This is an optimization exercise on Yosys and OpenROAD, whose aim is small area, a short achievable clock period and few clock cycles per item, not a production implementation.
Function was checked by simulation only, so behaviour that the tests miss may differ from the original.
Some runs may be left out. An edit can pass the tests and still lose a function that they never use.

$ cat flow/config.mk
export PLATFORM = sky130hd
export DESIGN_NAME = SNN
export DESIGN_NICKNAME = SNN
export VERILOG_FILES = /design/flow/design.v
export SDC_FILE = /design/flow/constraint.sdc
export NUM_CORES = 4
export LEC_CHECK = 0
export CAP_MARGIN = 20
export CORE_MARGIN = 2
export CORE_UTILIZATION = 40
export SLEW_MARGIN = 20
$ cat flow/constraint.sdc
create_clock -name core_clock -period 25.0 [get_ports {clk}]
set_input_delay 5.0000 -clock core_clock [delete_from_list [all_inputs] [get_ports {clk}]]
set_output_delay 5.0000 -clock core_clock [all_outputs]
set_load 0.01 [all_outputs]
$ cat flow/run.sh
#!/bin/bash
# synth_recipe.tcl (not shown) runs the flow's synth.tcl, then flattens the netlist and writes it again
# the make line also repeats each setting of config.mk as NAME=value (left out here)
make -C /OpenROAD-flow-scripts/flow DESIGN_CONFIG=/design/flow/config.mk WORK_HOME=/design/flow/orfs CLKGATE_MAP_FILE= SYNTH_SCRIPT=/design/flow/synth_recipe.tcl finish
$ cat flow/design.v
module SNN(
	clk,
	rst_n,
	in_valid,
	img,
	ker,
	weight,
	out_valid,
	out_data
);
input clk;
input rst_n;
input in_valid;
input [7:0] img;
input [7:0] ker;
input [7:0] weight;
output reg out_valid;
output reg [9:0] out_data;
reg [6:0] counter;
reg [7:0] image [0:14];
reg [7:0] ker_list [0:8];
reg [7:0] weight_list [0:3];
reg flag_feature;
reg flag_max_pool;
reg flag_swap;
reg flag_dist;
reg flag_output;
reg [7:0] feature_map[0:5];
reg [7:0] max_pool_map;
reg [7:0] quant2_map[0:3];
reg [7:0] quant2_cal[0:1];
reg [9:0] sum_l1;
reg [9:0] dist_l1;
wire feature_flag;
wire quant2_flag;
wire feature_pass;
wire max_pool_flag;
reg [7:0] feature_max,max_temp1,max_temp2;
always @(posedge clk or negedge rst_n) begin
	if(!rst_n) begin
		counter <= 7'd0;
	end
	else if(in_valid) begin
		counter <= counter + 1;
	end
	else if(out_valid) begin
		counter <= 0;
	end
	else if(flag_feature) begin
		counter <= counter + 1;
	end
end
always @(posedge clk or negedge rst_n) begin
	if(!rst_n) begin
		flag_feature <= 1'b0;
	end
	else if(in_valid) begin
		flag_feature <= 1'b1;
	end
	else if(out_valid) begin
		flag_feature <= 1'b0;
	end
end
always @(posedge clk or negedge rst_n) begin
	if(!rst_n) begin
		flag_max_pool <= 1'b0;
	end
	else if(out_valid) begin
		flag_max_pool <= 1'b0;
	end
	else if(counter == 22) begin
		flag_max_pool <= 1'b1;
	end
end
always @(posedge clk or negedge rst_n) begin
	if(!rst_n) begin
		flag_swap <= 1'b0;
	end
	else if(counter == 48) begin
		flag_swap <= 1'b1;
	end
	else begin
		flag_swap <= 1'b0;
	end
end
always @(posedge clk or negedge rst_n) begin
	if(!rst_n) begin
		flag_dist <= 1'b0;
	end
	else if((counter == 60) | (counter == 72)) begin
		flag_dist <= 1'b1;
	end
	else begin
		flag_dist <= 1'b0;
	end
end
always @(*) begin
	if(counter == 74) begin
		flag_output = 1'b1;
	end
	else begin
		flag_output = 1'b0;
	end
end
always @(posedge clk) begin
	if(in_valid) begin
		if(counter < 4) begin
			weight_list[counter] <= weight;
		end
	end
end
always @(posedge clk) begin
	if(in_valid) begin
		if(counter < 9) begin
			ker_list[counter] <= ker;
		end
	end
end
always @(posedge clk) begin
	image[0] <= image[1];
	image[1] <= image[2];
	image[2] <= image[3];
	image[3] <= image[4];
	image[4] <= image[5];
	image[5] <= image[6];
	image[6] <= image[7];
	image[7] <= image[8];
	image[8] <= image[9];
	image[9] <= image[10];
	image[10] <= image[11];
	image[11] <= image[12];
	image[12] <= image[13];
	image[13] <= image[14];
	image[14] <= img;
end
reg [7:0] sel_image [0:8];
always @(*) begin
	case(counter)
		15,16,17,18,21,22,23,24,27,28,29,30,33,34,35,36: begin
			sel_image[0] = image[0];
			sel_image[1] = image[1];
			sel_image[2] = image[2];
			sel_image[3] = image[6];
			sel_image[4] = image[7];
			sel_image[5] = image[8];
			sel_image[6] = image[12];
			sel_image[7] = image[13];
			sel_image[8] = image[14];
		end
		51,52,53,54,57,58,59,60,63,64,65,66,69,70,71,72: begin
			sel_image[0] = image[0];
			sel_image[1] = image[1];
			sel_image[2] = image[2];
			sel_image[3] = image[6];
			sel_image[4] = image[7];
			sel_image[5] = image[8];
			sel_image[6] = image[12];
			sel_image[7] = image[13];
			sel_image[8] = image[14];
		end
		default: begin
			sel_image[0] = feature_map[5];
			sel_image[1] = feature_map[5];
			sel_image[2] = feature_map[5];
			sel_image[3] = feature_map[5];
			sel_image[4] = feature_map[5];
			sel_image[5] = feature_map[5];
			sel_image[6] = feature_map[5];
			sel_image[7] = feature_map[5];
			sel_image[8] = feature_map[5];
		end
	endcase
end
assign feature_flag = ((counter > 14) & (counter < 19)) | ((counter > 20) & (counter < 25)) | ((counter > 26) & (counter < 31)) | ((counter > 32) & (counter < 37)) | ((counter > 50) & (counter < 55)) | ((counter > 56) & (counter < 61)) | ((counter > 62) & (counter < 67)) | ((counter > 68) & (counter < 73));
assign quant2_flag = (counter == 25) | (counter == 37) | (counter == 61) | (counter == 73);
assign feature_pass = ((counter > 15) & (counter < 20)) | ((counter > 21) & (counter < 25)) | ((counter > 27) & (counter < 32)) | ((counter > 33) & (counter < 37)) | ((counter > 51) & (counter < 56)) | ((counter > 57) & (counter < 61)) | ((counter > 63) & (counter < 68)) | ((counter > 69) & (counter < 73));
always @(posedge clk) begin
	feature_map[5] <= (sel_image[0] * ker_list[0] + sel_image[1] * ker_list[1] + sel_image[2] * ker_list[2] + 
					sel_image[3] * ker_list[3] + sel_image[4] * ker_list[4] + sel_image[5] * ker_list[5] + 
					sel_image[6] * ker_list[6] + sel_image[7] * ker_list[7] + sel_image[8] * ker_list[8]) / 'd2295;
end
always @(posedge clk or negedge rst_n) begin
	if(!rst_n) begin
		feature_map[0] <= 0;
		feature_map[1] <= 0;
		feature_map[2] <= 0;
		feature_map[3] <= 0;
		feature_map[4] <= 0;
	end
	else begin
		if(feature_pass) begin
			feature_map[0] <= feature_map[1];
			feature_map[1] <= feature_map[2];
			feature_map[2] <= feature_map[3];
			feature_map[3] <= feature_map[4];
			feature_map[4] <= feature_map[5];
		end
		else begin
			feature_map[0] <= feature_map[0];
			feature_map[1] <= feature_map[1];
			feature_map[2] <= feature_map[2];
			feature_map[3] <= feature_map[3];
			feature_map[4] <= feature_map[4];
		end
	end
end
always @(*) begin
	max_temp1 = (feature_map[0] > feature_map[1])? feature_map[0]:feature_map[1];
	max_temp2 = (max_temp1 > feature_map[4])? max_temp1: feature_map[4];
	feature_max = (max_temp2 > feature_map[5])? max_temp2: feature_map[5];
end
assign max_pool_flag = (counter == 23) | (counter == 29) | (counter == 35) | (counter == 41) | (counter == 53) | (counter == 59) | (counter == 65) | (counter == 71);
always @(posedge clk or negedge rst_n) begin
	if(!rst_n) begin
		max_pool_map <= 0;
	end
	else begin
		if(max_pool_flag) begin
			max_pool_map <= feature_max;
		end
	end
end
reg [7:0] sel_weight[0:3];
always @(*) begin
	if(flag_dist | quant2_flag) begin
		sel_weight[0] = weight_list[0];
		sel_weight[1] = weight_list[1];
		sel_weight[2] = weight_list[2];
		sel_weight[3] = weight_list[3];
	end
	else begin
		sel_weight[0] = feature_map[1];
		sel_weight[1] = feature_map[1];
		sel_weight[2] = feature_map[1];
		sel_weight[3] = feature_map[1];
	end
end
always @(*) begin
	quant2_cal[0] = (max_pool_map * sel_weight[0] + feature_max * sel_weight[2]) / 'd510;
	quant2_cal[1] = (max_pool_map * sel_weight[1] + feature_max * sel_weight[3]) / 'd510;
end
always @(posedge clk or negedge rst_n) begin
	if(!rst_n) begin
		quant2_map[0] <= 0;
		quant2_map[1] <= 0;
		quant2_map[2] <= 0;
		quant2_map[3] <= 0;
	end
	else begin
		if(flag_dist) begin
			quant2_map[0] <= (quant2_cal[0] > quant2_map[2])? quant2_cal[0] - quant2_map[2]: quant2_map[2] - quant2_cal[0];
			quant2_map[1] <= (quant2_cal[1] > quant2_map[3])? quant2_cal[1] - quant2_map[3]: quant2_map[3] - quant2_cal[1];
			quant2_map[2] <= quant2_map[0];
			quant2_map[3] <= quant2_map[1];
		end
		else if(flag_swap) begin
			quant2_map[0] <= quant2_map[2];
			quant2_map[1] <= quant2_map[3];
			quant2_map[2] <= quant2_map[0];
			quant2_map[3] <= quant2_map[1];
		end
		else if(quant2_flag) begin
			quant2_map[0] <= quant2_map[2];
			quant2_map[1] <= quant2_map[3];
			quant2_map[2] <= quant2_cal[0];
			quant2_map[3] <= quant2_cal[1];
		end
	end
end
always @(*) begin
	sum_l1 = quant2_map[0] + quant2_map[1] + quant2_map[2] + quant2_map[3];
	dist_l1 = (sum_l1 < 16)? 0:sum_l1;
end
always @(*) begin
	if(flag_output) begin
		out_valid = 1'b1;
		out_data = dist_l1;
	end
	else begin
		out_valid = 1'b0;
		out_data = 10'h000;
	end
end
endmodule
Figure 1. Routed metal per tile (run 1).
Drawn at 1 px/um. The die is cut into 35 by 35 equal tiles; black is low, pale yellow is high, scaled to the fullest tile. Values are wire area over tile area, all layers added.
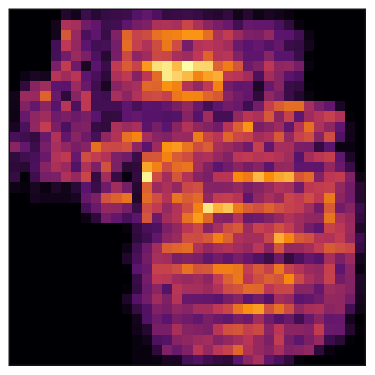
tiles over half the peak	19%
fullest tile	0.60
mean over tiles	0.18
nearly empty tiles	23%
emptiest ninth of the die	lower left
drt total wl: 135 mm
GRT Resource Usage Total: 22.0%

Figure 2. Cell classes on the final placement (run 1).
Drawn at 1.5 px/um. Fill, decap, tap and diode cells in gray.
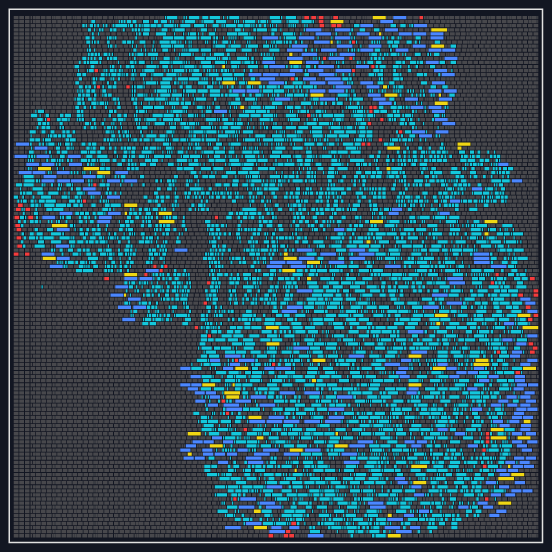
color	class	cells
red	remaining buffers and delay cells	83
yellow	clock drivers and dummy loads	83
blue	sequential cells	322
cyan	combinational and other logic	4978
final instance area: 0.0532 mm^2
Core ar.: 0.122 mm^2
fraction of area in registers: 14.9%
Core Rows: 128
fin util: 43.7%

Figure 3. Signal wires on met3 (run 1).
Drawn at 1.5 px/um.
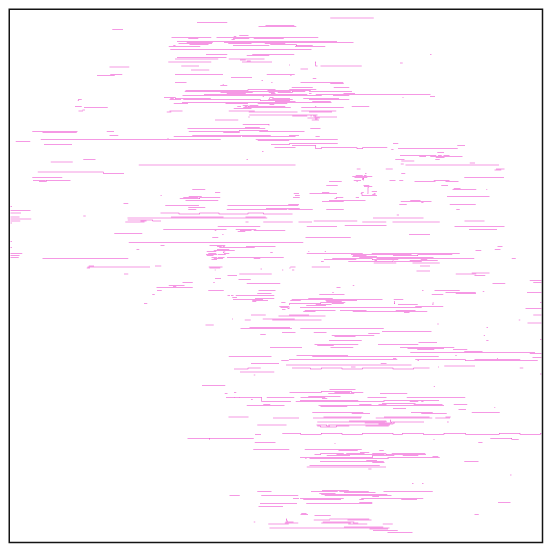
longest straight run	120 um
wire length on this layer	10700 um
main direction	horizontal
met3 track demand over resource: 4.81%
total number of vias: 37100

Figure 4. Routing view (run 1).
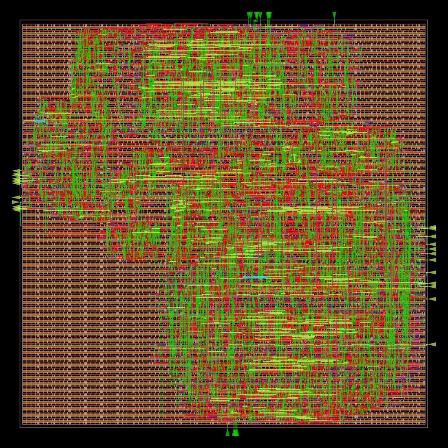
routed wl met2: 59.2 mm
WL met3: 10.7 mm
wl on met1: 61.8 mm
wire per inst: 19.0 um
Max Used Layer: met5

[run 1: per-layer routing]
metal | up-vias | global-route usage, %
met4 | 4 | 5.07
met2 | 1204 | 33.5
met1 | 18400 | 31.9
li1 | 17400 | -
met5 | - | 0
met3 | 162 | 4.81
[run 1: cell type report]
class | instances | area (um^2) | share of cell area (%)
antenna | 2 | 5.00 | 0.00940
clock buffer | 51 | 1220 | 2.29
clock inverter | 32 | 459 | 0.863
inverter | 1084 | 4070 | 7.65
multi-input combinational | 3894 | 36800 | 69.1
sequential | 322 | 7940 | 14.9
tap | 1625 | 2030 | 3.82
timing repair buffer | 83 | 713 | 1.34
[run 1: how the worst max path moves through the flow]
stage                                 start               end  slack [ps]  cells past startpoint
after global routing      feature_map[1][1]  quant2_map[0][5]         440                     90
after detailed placement  feature_map[1][1]  quant2_map[0][5]        2430                     90
final                     feature_map[1][1]  quant2_map[0][5]        2190                     88
after CTS                 feature_map[1][1]  quant2_map[0][5]        2340                     89
after floorplan           feature_map[1][1]  quant2_map[0][5]        4530                     90
after global placement    feature_map[1][1]  quant2_map[0][5]        2420                     88
[run 1: sequential cells by signal, summed over array words and instances (netlist names)]
signal and cells:
image 120, ker_list 72, feature_map 48, quant2_map 32, weight_list 32, max_pool_map 8
counter 7, flag_dist 1, flag_feature 1, flag_swap 1
[run 1: cells in the final DEF (no fill, tap or decap), types with 13 or more instances in the layout]
| cell type | Yosys | final |
|---|---|---|
| inv_1 | 1081 | 1081 |
| fa_1 | 757 | 757 |
| nand2_1 | 585 | 585 |
| ha_1 | 456 | 456 |
| and2_1 | 357 | 357 |
| nor2_1 | 307 | 307 |
| o21ai_0 | 180 | 178 |
| a21oi_1 | 171 | 171 |
| dfxtp_1 | 128 | 128 |
| xnor2_1 | 104 | 104 |
| edfxtp_1 | 104 | 104 |
| dfrtp_1 | 90 | 90 |
| o21ai_1 | 78 | 80 |
| nor3_1 | 56 | 56 |
| a21o_1 | 54 | 54 |
| nand3_1 | 53 | 53 |
| mux2i_1 | 51 | 50 |
| clkbuf_16 | 0 | 47 |
| buf_4 | 4 | 47 |
| or2_2 | 45 | 45 |
| xor2_1 | 45 | 45 |
| mux2_2 | 41 | 41 |
| clkdlybuf4s50_1 | 0 | 36 |
| or3_1 | 29 | 29 |
| nor2b_1 | 28 | 28 |
| a31oi_1 | 26 | 26 |
| o31ai_1 | 22 | 22 |
| nand4_1 | 22 | 22 |
| o21a_1 | 22 | 22 |
| nand2b_1 | 22 | 21 |
| a211oi_1 | 19 | 19 |
| and3_1 | 18 | 18 |
| and4_1 | 17 | 17 |
| o211ai_1 | 15 | 15 |
| o31a_1 | 15 | 15 |
| nor4_1 | 17 | 14 |
| o22ai_1 | 13 | 13 |
[run 1: through the flow]
stage                     cells  util, %
after floorplan            5399        -
after global placement     7008     42.3
after detailed placement   7008     42.3
after CTS                  7091     43.7
after global routing       7091     43.7
final                      7093     43.7
[run 1: cells by family (layout without fill, tap and decap cells)]
group | Yosys count | count (layout)
muxes | 95 | 95
adders and majority gates | 1222 | 1222
and+or+nand+nor | 1614 | 1614
DFF | 322 | 322
xor gates and xnor gates | 154 | 154
buffers and inverters | 1183 | 1250
other | 0 | 2
AOI/OAI and AO/OA | 809 | 809
[run 1: synthesized netlist by cell type (all sizes together), types with 9 or more instances]
cell and number:
a21o 54, inv 1083, fa 757, dfrtp 90
buf 28, nand2b 22, nor3 57, nand2 586
a221oi 10, clkbuf 71, maj3 9, o22ai 13
xor2 45, and3 19, a31oi 28, o211ai 21
o31a 15, ha 456, a211o 9, o2111ai 9
or2 50, nor2b 28, mux2 43, dfxtp 128
nor4 18, nor2 311, a31o 11, and2 360
a21boi 15, o21ai 262, o31ai 22, edfxtp 104
mux2i 52, a211oi 25, a21oi 179, nand3 55
and4 17, nand4 23, o21a 23, or3 30
xnor2 107, nor3b 12
==> summary.md, run 1 <==
| Metric | Value |
|---|---|
| Least-Margin Pin Slew | `1210 ps` |
| Number of synthesized flops with an enable pin | `104` |
| Hold_sp | `image[4][6]` |
| Number of synthesized register bits | `322` |
| Sequential area share after synthesis | `16.1%` |
| Pre-CTS WS | `2430 ps` |
| Initial core utilization | `40.3%` |
| Worst skew pair latency | `650 ps` |
| Top cell family by delay on the critical path | `compound AO/OA/AOI/OAI gates` |
| Max-slew violations | `0` |
| Post-synth top area share | `30.8%` |
| Gpl congestion | `0.904` |
| GRT overflow | `0` |
| Worst Setup End Kind | `flop` |
| Clock transition at path regs | `60 ps` |
| Crit Path Max Fanout | `17` |
| Syn Nets | `6639` |
| Startpoint Class | `flop` |
| Synth Area in XOR/XNOR | `2.85%` |
| Final hold viol count | `0` |
| Ranking of synthesized cells by area | `fa_1 31%, ha_1 12%, inv_1 8.3%, edfxtp_1 6.4%, dfxtp_1 5.2%` |
| DRC | `0` |
| Worst Skew | `49.6 ps` |
| HPWL after DPL | `113 mm` |
| Outcome | `finished clean` |
| Max_cap viols | `0` |
| Iter 0 DRT Violations | `2792` |
| Resize count post-CTS | `0` |
| Vias per Instance | `5.24` |
| Crit Reg-Reg Startpoint | `feature_map[1][1]` |
| Syn. warnings | `7` |
| Worst path slowest cell | `or4b_2` |
| # setup viols final | `0` |
| Rel. slew slack | `18.8%` |
| Largest net degree at the start of global routing | `62` |
| I/O Pins | `38` |
| Fraction of the mapped netlist area in adder cells | `42.6%` |
| Root buffer cell | `clkbuf_16` |
| Pre-antenna DRT Iters | `5` |
| Nets | `6670` |
| Hold slack final | `316 ps` |
| Die area | `0.126 mm^2` |
| Max incr delay on CP | `650 ps` |
| RSZ-0062 raised after global routing | `false` |
| Synthesized cell area | `0.0492 mm^2` |
| CP required | `25550 ps` |
| Port bufs | `37` |
| Fin worst setup slack | `2190 ps` |
Testbench counts for the RTL of run 1, summed over its fixed seeds: cycles 9,600, items 128.
--- run 2 (changed files replaced; the others as in run 1) ---
==> flow/design.v <==
module SNN(
	clk,
	rst_n,
	in_valid,
	img,
	ker,
	weight,
	out_valid,
	out_data
);
input clk;
input rst_n;
input in_valid;
input [7:0] img;
input [7:0] ker;
input [7:0] weight;
output reg out_valid;
output reg [9:0] out_data;
reg [6:0] cnt;
reg [2:0] dec_d;
always @(*) begin
  case (cnt)
    7'd16: dec_d = 3'b110;
    7'd17: dec_d = 3'b100;
    7'd18: dec_d = 3'b111;
    7'd19: dec_d = 3'b101;
    7'd22: dec_d = 3'b100;
    7'd23: dec_d = 3'b100;
    7'd24: dec_d = 3'b101;
    7'd25: dec_d = 3'b101;
    7'd28: dec_d = 3'b110;
    7'd29: dec_d = 3'b100;
    7'd30: dec_d = 3'b111;
    7'd31: dec_d = 3'b101;
    7'd34: dec_d = 3'b100;
    7'd35: dec_d = 3'b100;
    7'd36: dec_d = 3'b101;
    7'd37: dec_d = 3'b101;
    7'd52: dec_d = 3'b110;
    7'd53: dec_d = 3'b100;
    7'd54: dec_d = 3'b111;
    7'd55: dec_d = 3'b101;
    7'd58: dec_d = 3'b100;
    7'd59: dec_d = 3'b100;
    7'd60: dec_d = 3'b101;
    7'd61: dec_d = 3'b101;
    7'd64: dec_d = 3'b110;
    7'd65: dec_d = 3'b100;
    7'd66: dec_d = 3'b111;
    7'd67: dec_d = 3'b101;
    7'd70: dec_d = 3'b100;
    7'd71: dec_d = 3'b100;
    7'd72: dec_d = 3'b101;
    7'd73: dec_d = 3'b101;
    default: dec_d = 3'b000;
  endcase
end
reg [1:0] dec_fc;
always @(*) begin
  case (cnt)
    7'd24: dec_fc = 2'b10;
    7'd26: dec_fc = 2'b11;
    7'd36: dec_fc = 2'b10;
    7'd38: dec_fc = 2'b11;
    7'd60: dec_fc = 2'b10;
    7'd62: dec_fc = 2'b11;
    7'd72: dec_fc = 2'b10;
    7'd74: dec_fc = 2'b11;
    default: dec_fc = 2'b00;
  endcase
end
reg [2:0] dec_dist;
always @(*) begin
  case (cnt)
    7'd28: dec_dist = 3'b100;
    7'd40: dec_dist = 3'b110;
    7'd64: dec_dist = 3'b100;
    7'd76: dec_dist = 3'b111;
    default: dec_dist = 3'b000;
  endcase
end
always @(posedge clk or negedge rst_n) begin
	if (!rst_n) cnt <= 7'd0;
	else if (cnt == 7'd76) cnt <= 7'd0;
	else if (in_valid || cnt != 7'd0) cnt <= cnt + 7'd1;
end
reg [7:0] k0, k1, k2, k3, k4, k5, k6, k7, k8;
reg [7:0] w0, w1, w2, w3;
always @(posedge clk) begin
	if (cnt < 7'd9) begin
		k0 <= k1; k1 <= k2; k2 <= k3; k3 <= k4; k4 <= k5;
		k5 <= k6; k6 <= k7; k7 <= k8; k8 <= ker;
	end
end
always @(posedge clk) begin
	if (cnt < 7'd4) begin
		w0 <= w1; w1 <= w2; w2 <= w3; w3 <= weight;
	end
end
reg [7:0] sr [0:13];
integer i;
always @(posedge clk) begin
	sr[0] <= img;
	for (i = 1; i < 14; i = i + 1) sr[i] <= sr[i-1];
end
reg [18:0] acc_a;
reg [19:0] acc_s;
always @(posedge clk) begin
	acc_a <= k0 * sr[13] + k1 * sr[12] + k2 * sr[11] + k3 * sr[7] + k4 * sr[6];
	acc_s <= acc_a + k5 * sr[6] + k6 * sr[2] + k7 * sr[1] + k8 * sr[0];
end
wire [37:0] s_x = {18'd0, acc_s};
wire [37:0] q_prod = (s_x << 18) - (s_x << 15) + (s_x << 12) + (s_x << 9)
                   - (s_x << 6) + (s_x << 4) - (s_x << 2) - s_x;
wire [7:0] fq = q_prod[36:29];
reg [7:0] pm0, pm1;
wire [7:0] pm_cur = dec_d[0] ? pm1 : pm0;
wire [7:0] pm_new = (dec_d[1] || fq > pm_cur) ? fq : pm_cur;
always @(posedge clk) begin
	if (dec_d[2] && !dec_d[0]) pm0 <= pm_new;
	if (dec_d[2] && dec_d[0]) pm1 <= pm_new;
end
reg [16:0] n0, n1;
wire [7:0] fp = dec_fc[0] ? pm1 : pm0;
wire [7:0] fwa = dec_fc[0] ? w2 : w0;
wire [7:0] fwb = dec_fc[0] ? w3 : w1;
always @(posedge clk) begin
	if (dec_fc[1]) begin
		n0 <= (dec_fc[0] ? n0 : 17'd0) + fp * fwa;
		n1 <= (dec_fc[0] ? n1 : 17'd0) + fp * fwb;
	end
end
wire [30:0] m0 = {15'd0, n0[16:1]};
wire [30:0] m1 = {15'd0, n1[16:1]};
wire [30:0] t0 = (m0 << 15) + (m0 << 7) + m0;
wire [30:0] t1 = (m1 << 15) + (m1 << 7) + m1;
reg [7:0] v0, v1;
always @(posedge clk) begin
	v0 <= t0[30:23];
	v1 <= t1[30:23];
end
reg [7:0] q0a, q0b, q1a, q1b;
reg [9:0] d;
wire [7:0] da = (v0 > q1a) ? v0 - q1a : q1a - v0;
wire [7:0] db = (v1 > q1b) ? v1 - q1b : q1b - v1;
wire [9:0] dsum = (dec_dist[1] ? d : 10'd0) + da + db;
always @(posedge clk) begin
	if (dec_dist[2]) begin
		q0a <= v0; q0b <= v1;
		q1a <= q0a; q1b <= q0b;
		d <= dsum;
	end
end
always @(posedge clk or negedge rst_n) begin
	if (!rst_n) begin
		out_valid <= 1'b0;
		out_data <= 10'd0;
	end else begin
		out_valid <= dec_dist[0];
		out_data <= (dec_dist[0] && dsum >= 10'd16) ? dsum : 10'd0;
	end
end
endmodule
Figure 5. Routing congestion (run 2).
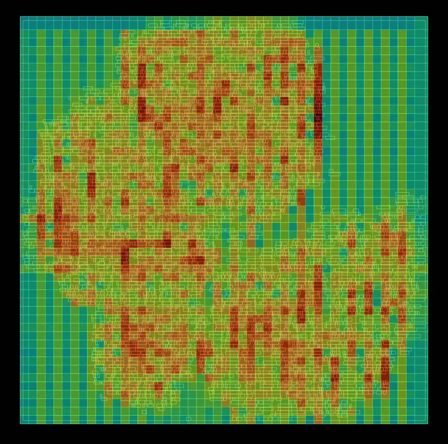
global routing usage on met2: 30.0%
GRT Resource Usage Total: 18.2%

Figure 6. Routed metal per tile (run 2).
Drawn at 1 px/um. The die is cut into 34 by 34 equal tiles; black is low, pale yellow is high, scaled to the fullest tile. Values are wire area over tile area, all layers added.
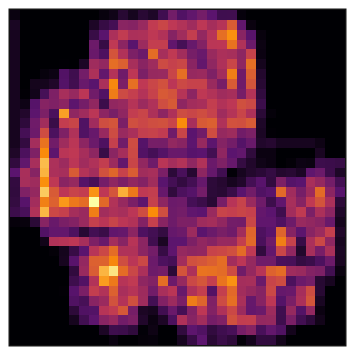
mean over tiles	0.13
nearly empty tiles	23%
tiles over half the peak	18%
drt total wl: 96.4 mm
wire per inst: 16.9 um
total number of vias: 27500

==> summary.md, run 2 <==
| Metric | Value |
|---|---|
| Outcome | `finished clean (unchanged)` |
| Pre-antenna DRT Iters | `5 (unchanged)` |
| Most frequent cells in the layout | `1035 x inv_1, 738 x fa_1, 569 x ha_1 (was 1081 x inv_1, 757 x fa_1, 585 x nand2_1)` |
| Worst Setup End Kind | `flop (unchanged)` |
| Gpl congestion | `0.863 (was 0.904)` |
| # setup viols final | `0 (unchanged)` |
| Most common cell after layout, fill and taps aside | `inv_1 (unchanged)` |
| Syn Nets | `5500 (was 6639)` |
| Least-Margin Pin Slew | `942 ps (was 1210 ps)` |
| Iter 0 DRT Violations | `1411 (was 2792)` |
| Worst skew pair latency | `650 ps (about the same)` |
| Max incr delay on CP | `680 ps (was 650 ps)` |
| Final instance area | `0.0477 mm^2 (was 0.0532 mm^2)` |
| Top cell family by delay on the critical path | `adder cells (was compound AO/OA/AOI/OAI gates)` |
| Number of synthesized register bits | `381 (was 322)` |
| Final hold viol count | `0 (unchanged)` |
| Hold_sp | `sr[5][7] (was image[4][6])` |
| Synth top cells by count | `1035 x inv_1, 738 x fa_1, 569 x ha_1 (was 1081 x inv_1, 757 x fa_1, 585 x nand2_1)` |
| Core Rows | `121 (was 128)` |
| HPWL after DPL | `79.0 mm (was 113 mm)` |
| Root buffer cell | `clkbuf_16 (unchanged)` |
| Vias per Instance | `4.84 (was 5.24)` |
| DRC | `0 (unchanged)` |
| Initial core utilization | `40.3% (about the same)` |
| Syn. warnings | `2 (was 7)` |
Testbench counts for the RTL of run 2, summed over its fixed seeds: cycles 9,984, items 128.
Figure 7. Routing view (run 2).
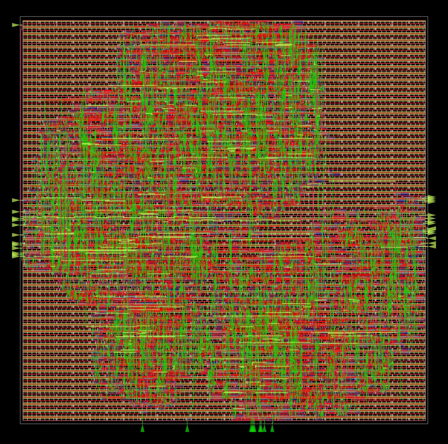
Max Used Layer: met4
routed wl met2: 45.5 mm
WL met3: 3.69 mm
wl on met1: 45.2 mm

[run 2: changes by cell type after synthesis, moves of 46 or more]
cell      delta
edfxtp_1    +92
clkbuf_1    -46
inv_1       -46
nor2_1     -179
a21oi_1    -102
o21ai_0    -140
nand2_1    -233
ha_1       +113
o21ai_1     -78
dfrtp_1     -72
[run 2: per-layer routing]
| layer | global-route usage, % | wire [um] | vias up |
|---|---|---|---|
| met1 | 25.8 | 45200 | 14000 |
| li1 | - | - | 13000 |
| met4 | 4.32 | 2010 | 0 |
| met3 | 1.99 | 3690 | 108 |
| met5 | 0 | 0 | - |
| met2 | 30.0 | 45500 | 449 |
[run 2: kinds of logic (layout without fill, tap and decap cells)]
family          count (synthesis)  in the layout  synth area share [%]
compound gates                259            259                  4.01
xor+xnor                      100            100                  2.00
fa+ha+maj                    1307           1307                  49.9
buf+inv                      1074           1177                  9.29
flops                         381            381                  22.1
mux                            63             63                  1.51
other cells                     0              2                     0
simple gates                  982            982                  11.2
[run 2: final cells by class]
type                    count  area (um^2)
diodes                      2         5.00
fillers                 10300        61100
clock inverters            37          468
repair buffers             46          438
inverters                1035         3880
well taps                1414         1770
clock buffers              59         1340
flip-flops and latches    381         9680
multi-input cells        2711        30100
[run 2: worst register-to-register path: stages (launching register included)]
cell and delay (ps):
dfrtp_1 660, inv_1 280, nor3_1 240, a31oi_1 70
o32ai_1 180, buf_4 230, and2_2 580, buf_4 550
mux2i_1 700, buf_4 280, nor2_1 80, fa_1 560
inv_1 60, fa_1 480, fa_1 500, inv_1 50
fa_1 430, ha_1 350, and3_1 200, a31o_2 250
o41ai_1 450, o21bai_1 110, a21oi_1 190, xnor2_1 70
[run 2: worst max path at each step]
stage	start	end	cells after the start	slack, ps
after global placement	cnt[3]	n0[16]	21	17420
after detailed placement	cnt[2]	n0[16]	23	17220
after CTS	cnt[2]	n0[16]	23	17210
after global routing	cnt[2]	n0[16]	23	16640
after floorplan	sr[6][2]	acc_a[18]	24	18280
final	cnt[2]	n0[16]	23	17190
[run 2: through the flow]
stage,utilization (%),instances,hold WS (ps)
after floorplan,-,4166,310
after global placement,42.2,5587,310
after detailed placement,42.2,5587,312
after CTS,43.8,5683,319
after global routing,43.8,5683,328
final,43.8,5685,320
Figure 8. Cell classes on the final placement (run 2).
Drawn at 1.5 px/um. Fill, decap, tap and diode cells in gray.
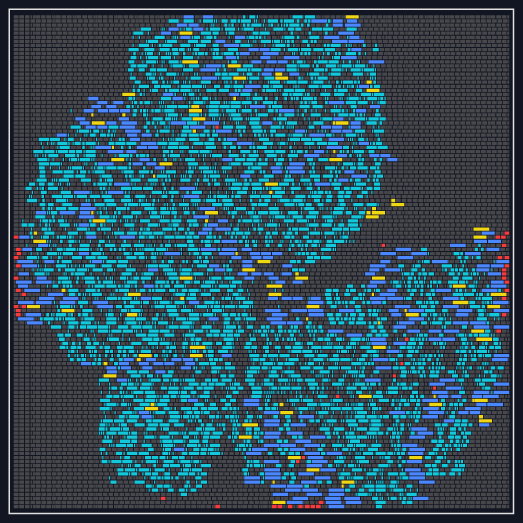

==> run 3: too many edits to list; what changed since run 2 <==
flow/design.v: 163 -> 1645 lines; modules unchanged: 0
  SNN: edited, 163 -> 1642 lines
  FA: new, 3 lines
==> module FA as of run 3 <==
module FA(input a, input b, input c, output s, output co);
assign {co, s} = a + b + c;
endmodule
--- a/flow/config.mk
+++ b/flow/config.mk
@@ -8,4 +8,6 @@
 export CAP_MARGIN = 20
 export CORE_MARGIN = 2
-export CORE_UTILIZATION = 40
+export CORE_UTILIZATION = 55
+export GPL_TIMING_DRIVEN = 0
 export SLEW_MARGIN = 20
+export SYNTH_HIERARCHICAL = 1
Figure 9. Cell classes on the final placement (run 3).
Drawn at 2 px/um. Fill, decap, tap and diode cells in gray.
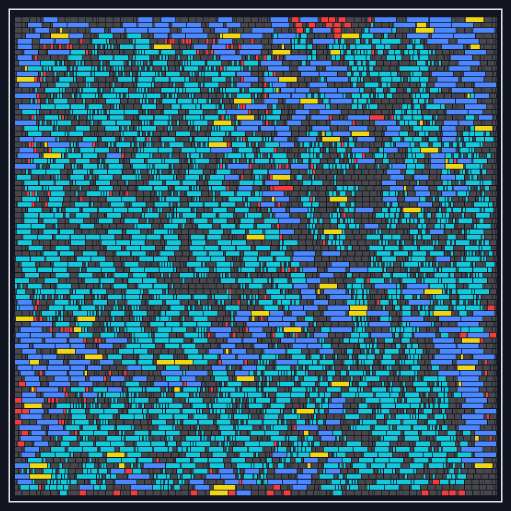
color	class	cells
red	remaining buffers and delay cells	187
blue	sequential cells	391
yellow	clock drivers and dummy loads	80
cyan	combinational and other logic	2203
Core Rows: 88
fin util: 60.5%

Figure 10. Signal wires on met3 (run 3).
Drawn at 2 px/um.
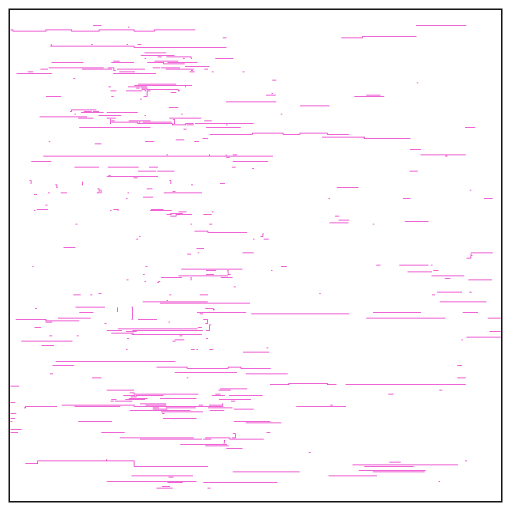
share of all routed wire	4.8%
nets with wire on the layer	228
main direction	horizontal
longest straight run	115 um
wire length on this layer	3790 um
drt total wl: 78.8 mm
met3 track demand over resource: 3.68%

==> summary.md, run 3 <==
| Metric | Value |
|---|---|
| Max-slew violations | `0 (unchanged)` |
| Final hold viol count | `0 (unchanged)` |
| Top-count cell post-synth | `fa_1 (was inv_1)` |
| Number of synthesized flops with an enable pin | `162 (was 196)` |
| Number of synthesized register bits | `391 (was 381)` |
| Pre-CTS WS | `17810 ps (was 17220 ps)` |
| Clock transition at path regs | `60 ps (about the same)` |
| I/O Pins | `38 (unchanged)` |
| Crit Path Max Fanout | `10 (was 34)` |
| Vias per Instance | `5.47 (was 4.84)` |
| Syn. warnings | `7 (was 2)` |
| Initial core utilization | `55.6% (was 40.3%)` |
| Routed wl met2 | `41.5 mm (was 45.5 mm)` |
| Max reg flops | `20 (was 112)` |
| Syn Nets | `3596 (was 5500)` |
| Startpoint Class | `flop (unchanged)` |
| Outcome | `finished clean (unchanged)` |
| Largest reg by FF count | `acc_s (was sr)` |
| CP required | `25400 ps (was 25390 ps)` |
| Worst Skew | `17.0 ps (was 30.1 ps)` |
| # setup viols final | `0 (unchanged)` |
| Gpl congestion | `0.902 (was 0.863)` |
| RSZ-0062 raised after global routing | `false (unchanged)` |
| Port bufs | `37 (unchanged)` |
| Filler cells | `4754 (was 10300)` |
| Pre-antenna DRT Iters | `5 (unchanged)` |
| DRC | `0 (unchanged)` |
| Rel. slew slack | `35.6% (was 35.4%)` |
| Worst skew pair latency | `570 ps (was 650 ps)` |
| Synthesized cell area | `0.0321 mm^2 (was 0.0438 mm^2)` |
| Core ar. | `0.0577 mm^2 (was 0.109 mm^2)` |
| Fin worst setup slack | `17750 ps (was 17190 ps)` |
| Root buffer cell | `clkbuf_16 (unchanged)` |
| Max Used Layer | `met4 (unchanged)` |
| Ranking of synthesized cells by area | `fa_1 42%, edfxtp_1 15%, dfxtp_1 13%, nand2_1 7.5%, ha_1 6.3% (was fa_1 34%, ha_1 16%, edfxtp_1 13%, inv_1 8.9%, dfxtp_1 7.6%)` |
| GRT overflow | `0 (unchanged)` |
| Least-Margin Pin Slew | `954 ps (was 942 ps)` |
| Max incr delay on CP | `560 ps (was 680 ps)` |
| Max_cap viols | `0 (unchanged)` |
| WL met3 | `3.79 mm (was 3.69 mm)` |
Testbench counts for the RTL of run 3, summed over its fixed seeds: cycles 9,984, items 128.
Figure 11. Routing view (run 3).
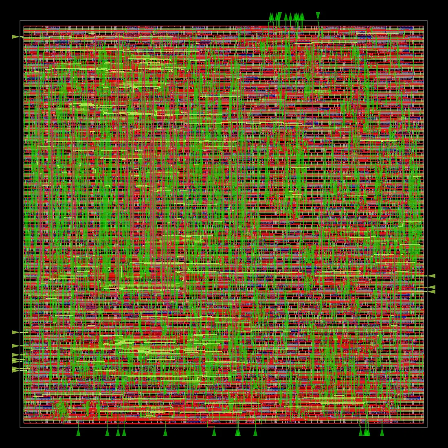
wl on met1: 29.4 mm
GRT Resource Usage Total: 27.7%

## run 3: final timing paths
kind	startpoint	slack [ps]	cells past startpoint	endpoint
setup reg to reg	sr1[7]	17750	19	acc_s[18]
min in group asynchronous	rst_n	4450	1	out_data[5]
hold / removal	sr9[1]	320	0	sr10[1]
max in group asynchronous	rst_n	20080	1	di_en
setup / recovery	sr1[7]	17750	19	acc_s[18]
hold reg to reg	sr9[1]	320	0	sr10[1]
## run 3: stage by stage
step / instances / area (um^2)
6_report: 3626 / 34900
3_5_place_dp: 3546 / 33500
4_1_cts: 3626 / 34900
2_1_floorplan: 2742 / 32100
5_1_grt: 3626 / 34900
3_3_place_gp: 3544 / 33400
## run 3: cells by family (layout without fill, tap and decap cells)
group,count (synthesis),in the layout,synth area share (%)
AO/OA/AOI/OAI,164,164,3.65
flip-flops,391,391,29.9
buffers and inverters,418,537,4.89
XOR/XNOR,63,63,1.77
adder cells (fa/ha/maj),827,827,47.8
multiplexers,17,17,0.589
AND/OR/NAND/NOR,862,862,11.4
## run 3: final cells by class
cell class | instances | area, um^2 | area share (%)
Tap cell | 765 | 957 | 2.74
Buffer | 148 | 556 | 1.59
Clock inverter | 15 | 140 | 0.401
Multi-Input combinational cell | 1933 | 20900 | 59.9
Clock buffer | 65 | 1330 | 3.80
Sequential cell | 391 | 9590 | 27.4
Inverter | 270 | 1010 | 2.90
Timing Repair Buffer | 39 | 413 | 1.18
## run 3: routing by layer
layer,global-route usage [%],up-vias
li1,-,8713
met1,33.7,10400
met4,12.9,0
met5,0,-
met3,3.68,163
met2,49.0,606
## run 3: critical path: cells and delay by family (launching register included)
family | cells | cell delay, ps
adders and majority gates | 7 | 3540
AOI/OAI and AO/OA | 5 | 1210
DFF | 1 | 330
and+or+nand+nor | 3 | 610
xor gates and xnor gates | 1 | 420
buffers and inverters | 3 | 970
## run 3: Yosys stat by module (local to each module, per instance)
module / copies in the design / flops+latches / area (um^2) / cells inside
SNN: 1 / 391 / 18800 / 2080
FA: 662 / 0 / 20.0 / 1
==> run 3 -> run 4 <==
--- a/flow/config.mk
+++ b/flow/config.mk
@@ -8,6 +8,5 @@
 export CAP_MARGIN = 20
 export CORE_MARGIN = 2
-export CORE_UTILIZATION = 55
-export GPL_TIMING_DRIVEN = 0
+export CORE_UTILIZATION = 40
 export SLEW_MARGIN = 20
 export SYNTH_HIERARCHICAL = 1
Figure 12. Signal wires on met3 (run 4).
Drawn at 1.5 px/um.
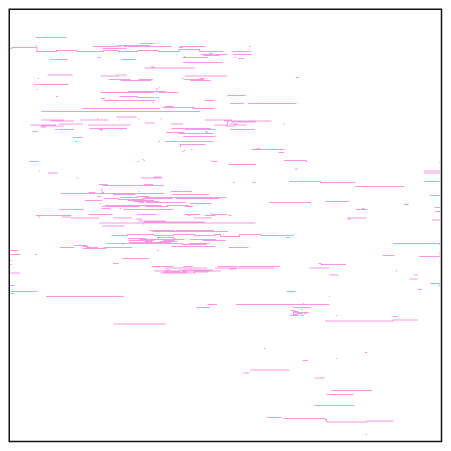
nets with wire on the layer	192
wire length on this layer	4120 um
met3 track demand over resource: 2.71%
drt total wl: 75.6 mm
total number of vias: 19100

Figure 13. Routing congestion (run 4).
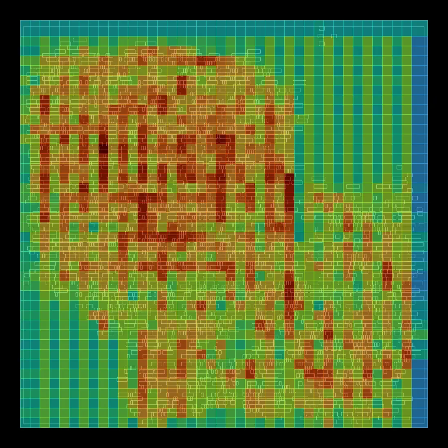
GR Util met1: 26.4%
global routing usage on met2: 32.0%
wire per inst: 20.0 um

==> summary.md, run 4 <==
| Metric | Value |
|---|---|
| Crit Path Max Fanout | `17 (was 10)` |
| Filler cells | `7305 (was 4754)` |
| Synth Area in XOR/XNOR | `1.77% (unchanged)` |
| Pre-antenna DRT Iters | `7 (was 5)` |
| Syn Nets | `3596 (unchanged)` |
| Largest reg by FF count | `acc_s (unchanged)` |
| Max-slew violations | `0 (unchanged)` |
| Core ar. | `0.0791 mm^2 (was 0.0577 mm^2)` |
| Iter 0 DRT Violations | `1242 (was 1198)` |
| Max_cap viols | `0 (unchanged)` |
| Final hold viol count | `0 (unchanged)` |
| Synth top cells by count | `665 x fa_1, 641 x nand2_1, 270 x inv_1 (unchanged)` |
| Placed cells | `3687 (was 3546)` |
| Fin util | `44.1% (was 60.5%)` |
| CP bufs+invs | `1 (was 3)` |
| Resize count post-CTS | `0 (unchanged)` |
| CP required | `25490 ps (was 25400 ps)` |
| Root buffer cell | `clkbuf_16 (unchanged)` |
| Top cell family by delay on the critical path | `adder cells (unchanged)` |
| Sequential area share after synthesis | `29.9% (unchanged)` |
| Ranking of synthesized cells by area | `fa_1 42%, edfxtp_1 15%, dfxtp_1 13%, nand2_1 7.5%, ha_1 6.3% (unchanged)` |
| Fin worst setup slack | `18380 ps (was 17750 ps)` |
| Nets | `3539 (was 3681)` |
| Top-count cell post-synth | `fa_1 (unchanged)` |
| Port bufs | `37 (unchanged)` |
| Fraction of the mapped netlist area in adder cells | `47.8% (unchanged)` |
| N_diodes | `0 (unchanged)` |
| Max incr delay on CP | `790 ps (was 560 ps)` |
| Hold_sp | `sr2[2] (was sr9[1])` |
| Pre-CTS WS | `18300 ps (was 17810 ps)` |
| Rel. slew slack | `48.1% (was 35.6%)` |
| Simple-Gate Fraction of Synth Area | `11.4% (unchanged)` |
| Worst path slowest cell | `dfxtp_1 (was fa_1)` |
| Outcome | `finished clean (unchanged)` |
| Post-synth top area share | `41.5% (unchanged)` |
| Largest family of logic cells by synthesized area | `adder cells (unchanged)` |
| Number of synthesized register bits | `391 (unchanged)` |
| Worst Skew | `33.3 ps (was 17.0 ps)` |
| Syn. warnings | `7 (unchanged)` |
| # setup viols final | `0 (unchanged)` |
| Max reg flops | `20 (unchanged)` |
| DRC | `0 (unchanged)` |
Figure 14. Routing view (run 4).
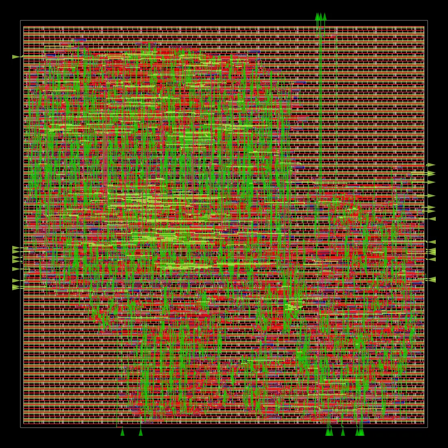
GRT Resource Usage Total: 19.2%
routed wl met2: 37.2 mm

run 4: logic make-up (layout without fill, tap and decap cells):
group | Yosys count | in the layout
AND/OR/NAND/NOR | 862 | 862
adder cells (fa/ha/maj) | 827 | 827
buffers and inverters | 418 | 399
flip-flops | 391 | 391
AO/OA/AOI/OAI | 164 | 164
XOR/XNOR | 63 | 63
multiplexers | 17 | 17
run 4: cell type report:
type	instances	area [um^2]	share of cell area, %
Tap cell	1050	1310	3.77
Multi-Input combinational cell	1933	20900	60.0
Clock inverter	22	274	0.786
Clock buffer	64	1330	3.80
Timing Repair Buffer	43	415	1.19
Sequential cell	391	9580	27.5
Inverter	270	1010	2.91
run 4: worst reg2reg max path: stages, from the launching register on:
cell and delay (ps):
dfxtp_1 790, nand2_1 180, fa_1 540, fa_1 550
fa_1 520, fa_1 520, fa_1 520, fa_1 540
inv_1 40, ha_1 340, a21oi_1 150, nor2b_1 50
o21ai_0 170, o211ai_1 190, a21oi_1 250, o22ai_1 140
o41ai_1 630, o21bai_1 120, a41o_1 260
run 4: Yosys stat by module (local to each module, per instance):
module  flops+latches  area, um^2
SNN               391       18800
FA                  0        20.0
run 4: metrics by stage:
step | hold slack, ps | cell area, um^2
after global placement | 311 | 33300
after CTS | 307 | 34900
after detailed placement | 312 | 33300
final | 309 | 34900
after global routing | 307 | 34900
after floorplan | 310 | 32100
run 4: path summary, 6_finish.rpt:
check	to	slack, ps	cells after the start
max reg2reg	acc_s[19]	18380	18
min in group asynchronous	cnt[4]	4810	2
min	sr3[2]	310	0
max	acc_s[19]	18380	18
max in group asynchronous	di_final	19880	2
min reg2reg	sr3[2]	310	0
run 4: layer usage:
metal | vias up | routed length (um) | track usage [%]
li1 | 8419 | - | -
met1 | 10100 | 32400 | 26.4
met2 | 546 | 37200 | 32.0
met3 | 105 | 4120 | 2.71
met4 | 0 | 1880 | 5.12
met5 | - | 0 | 0.174

[re-timing with driven ports]
How much do the figures lean on ideal ports? The routed layouts below were timed once more, with nothing changed but the port constraints. Step 1, drivers: a clkbuf_16 drives clk and a buf_2 each remaining input, both assumed. Step 2 also shifts input and output timing later by t, the mid clock arrival at the registers, as if the neighbouring blocks saw the same clock. a / b / c = ideal ports / drivers / drivers and shift; a / b = the first two.
run	t (ns)	slack for setup (ns)	slew at the worst register clock pin (ns)
run 1	0.704	2.188 / 2.188 / 2.188	0.08 / 0.08
run 2	0.696	17.189 / 17.189 / 17.189	0.07 / 0.07
run 3	0.626	17.754 / 17.754 / 17.754	0.06 / 0.06
run 4	0.665	18.379 / 18.340 / 18.379	0.07 / 0.07
After both steps every run listed still meets setup and hold.
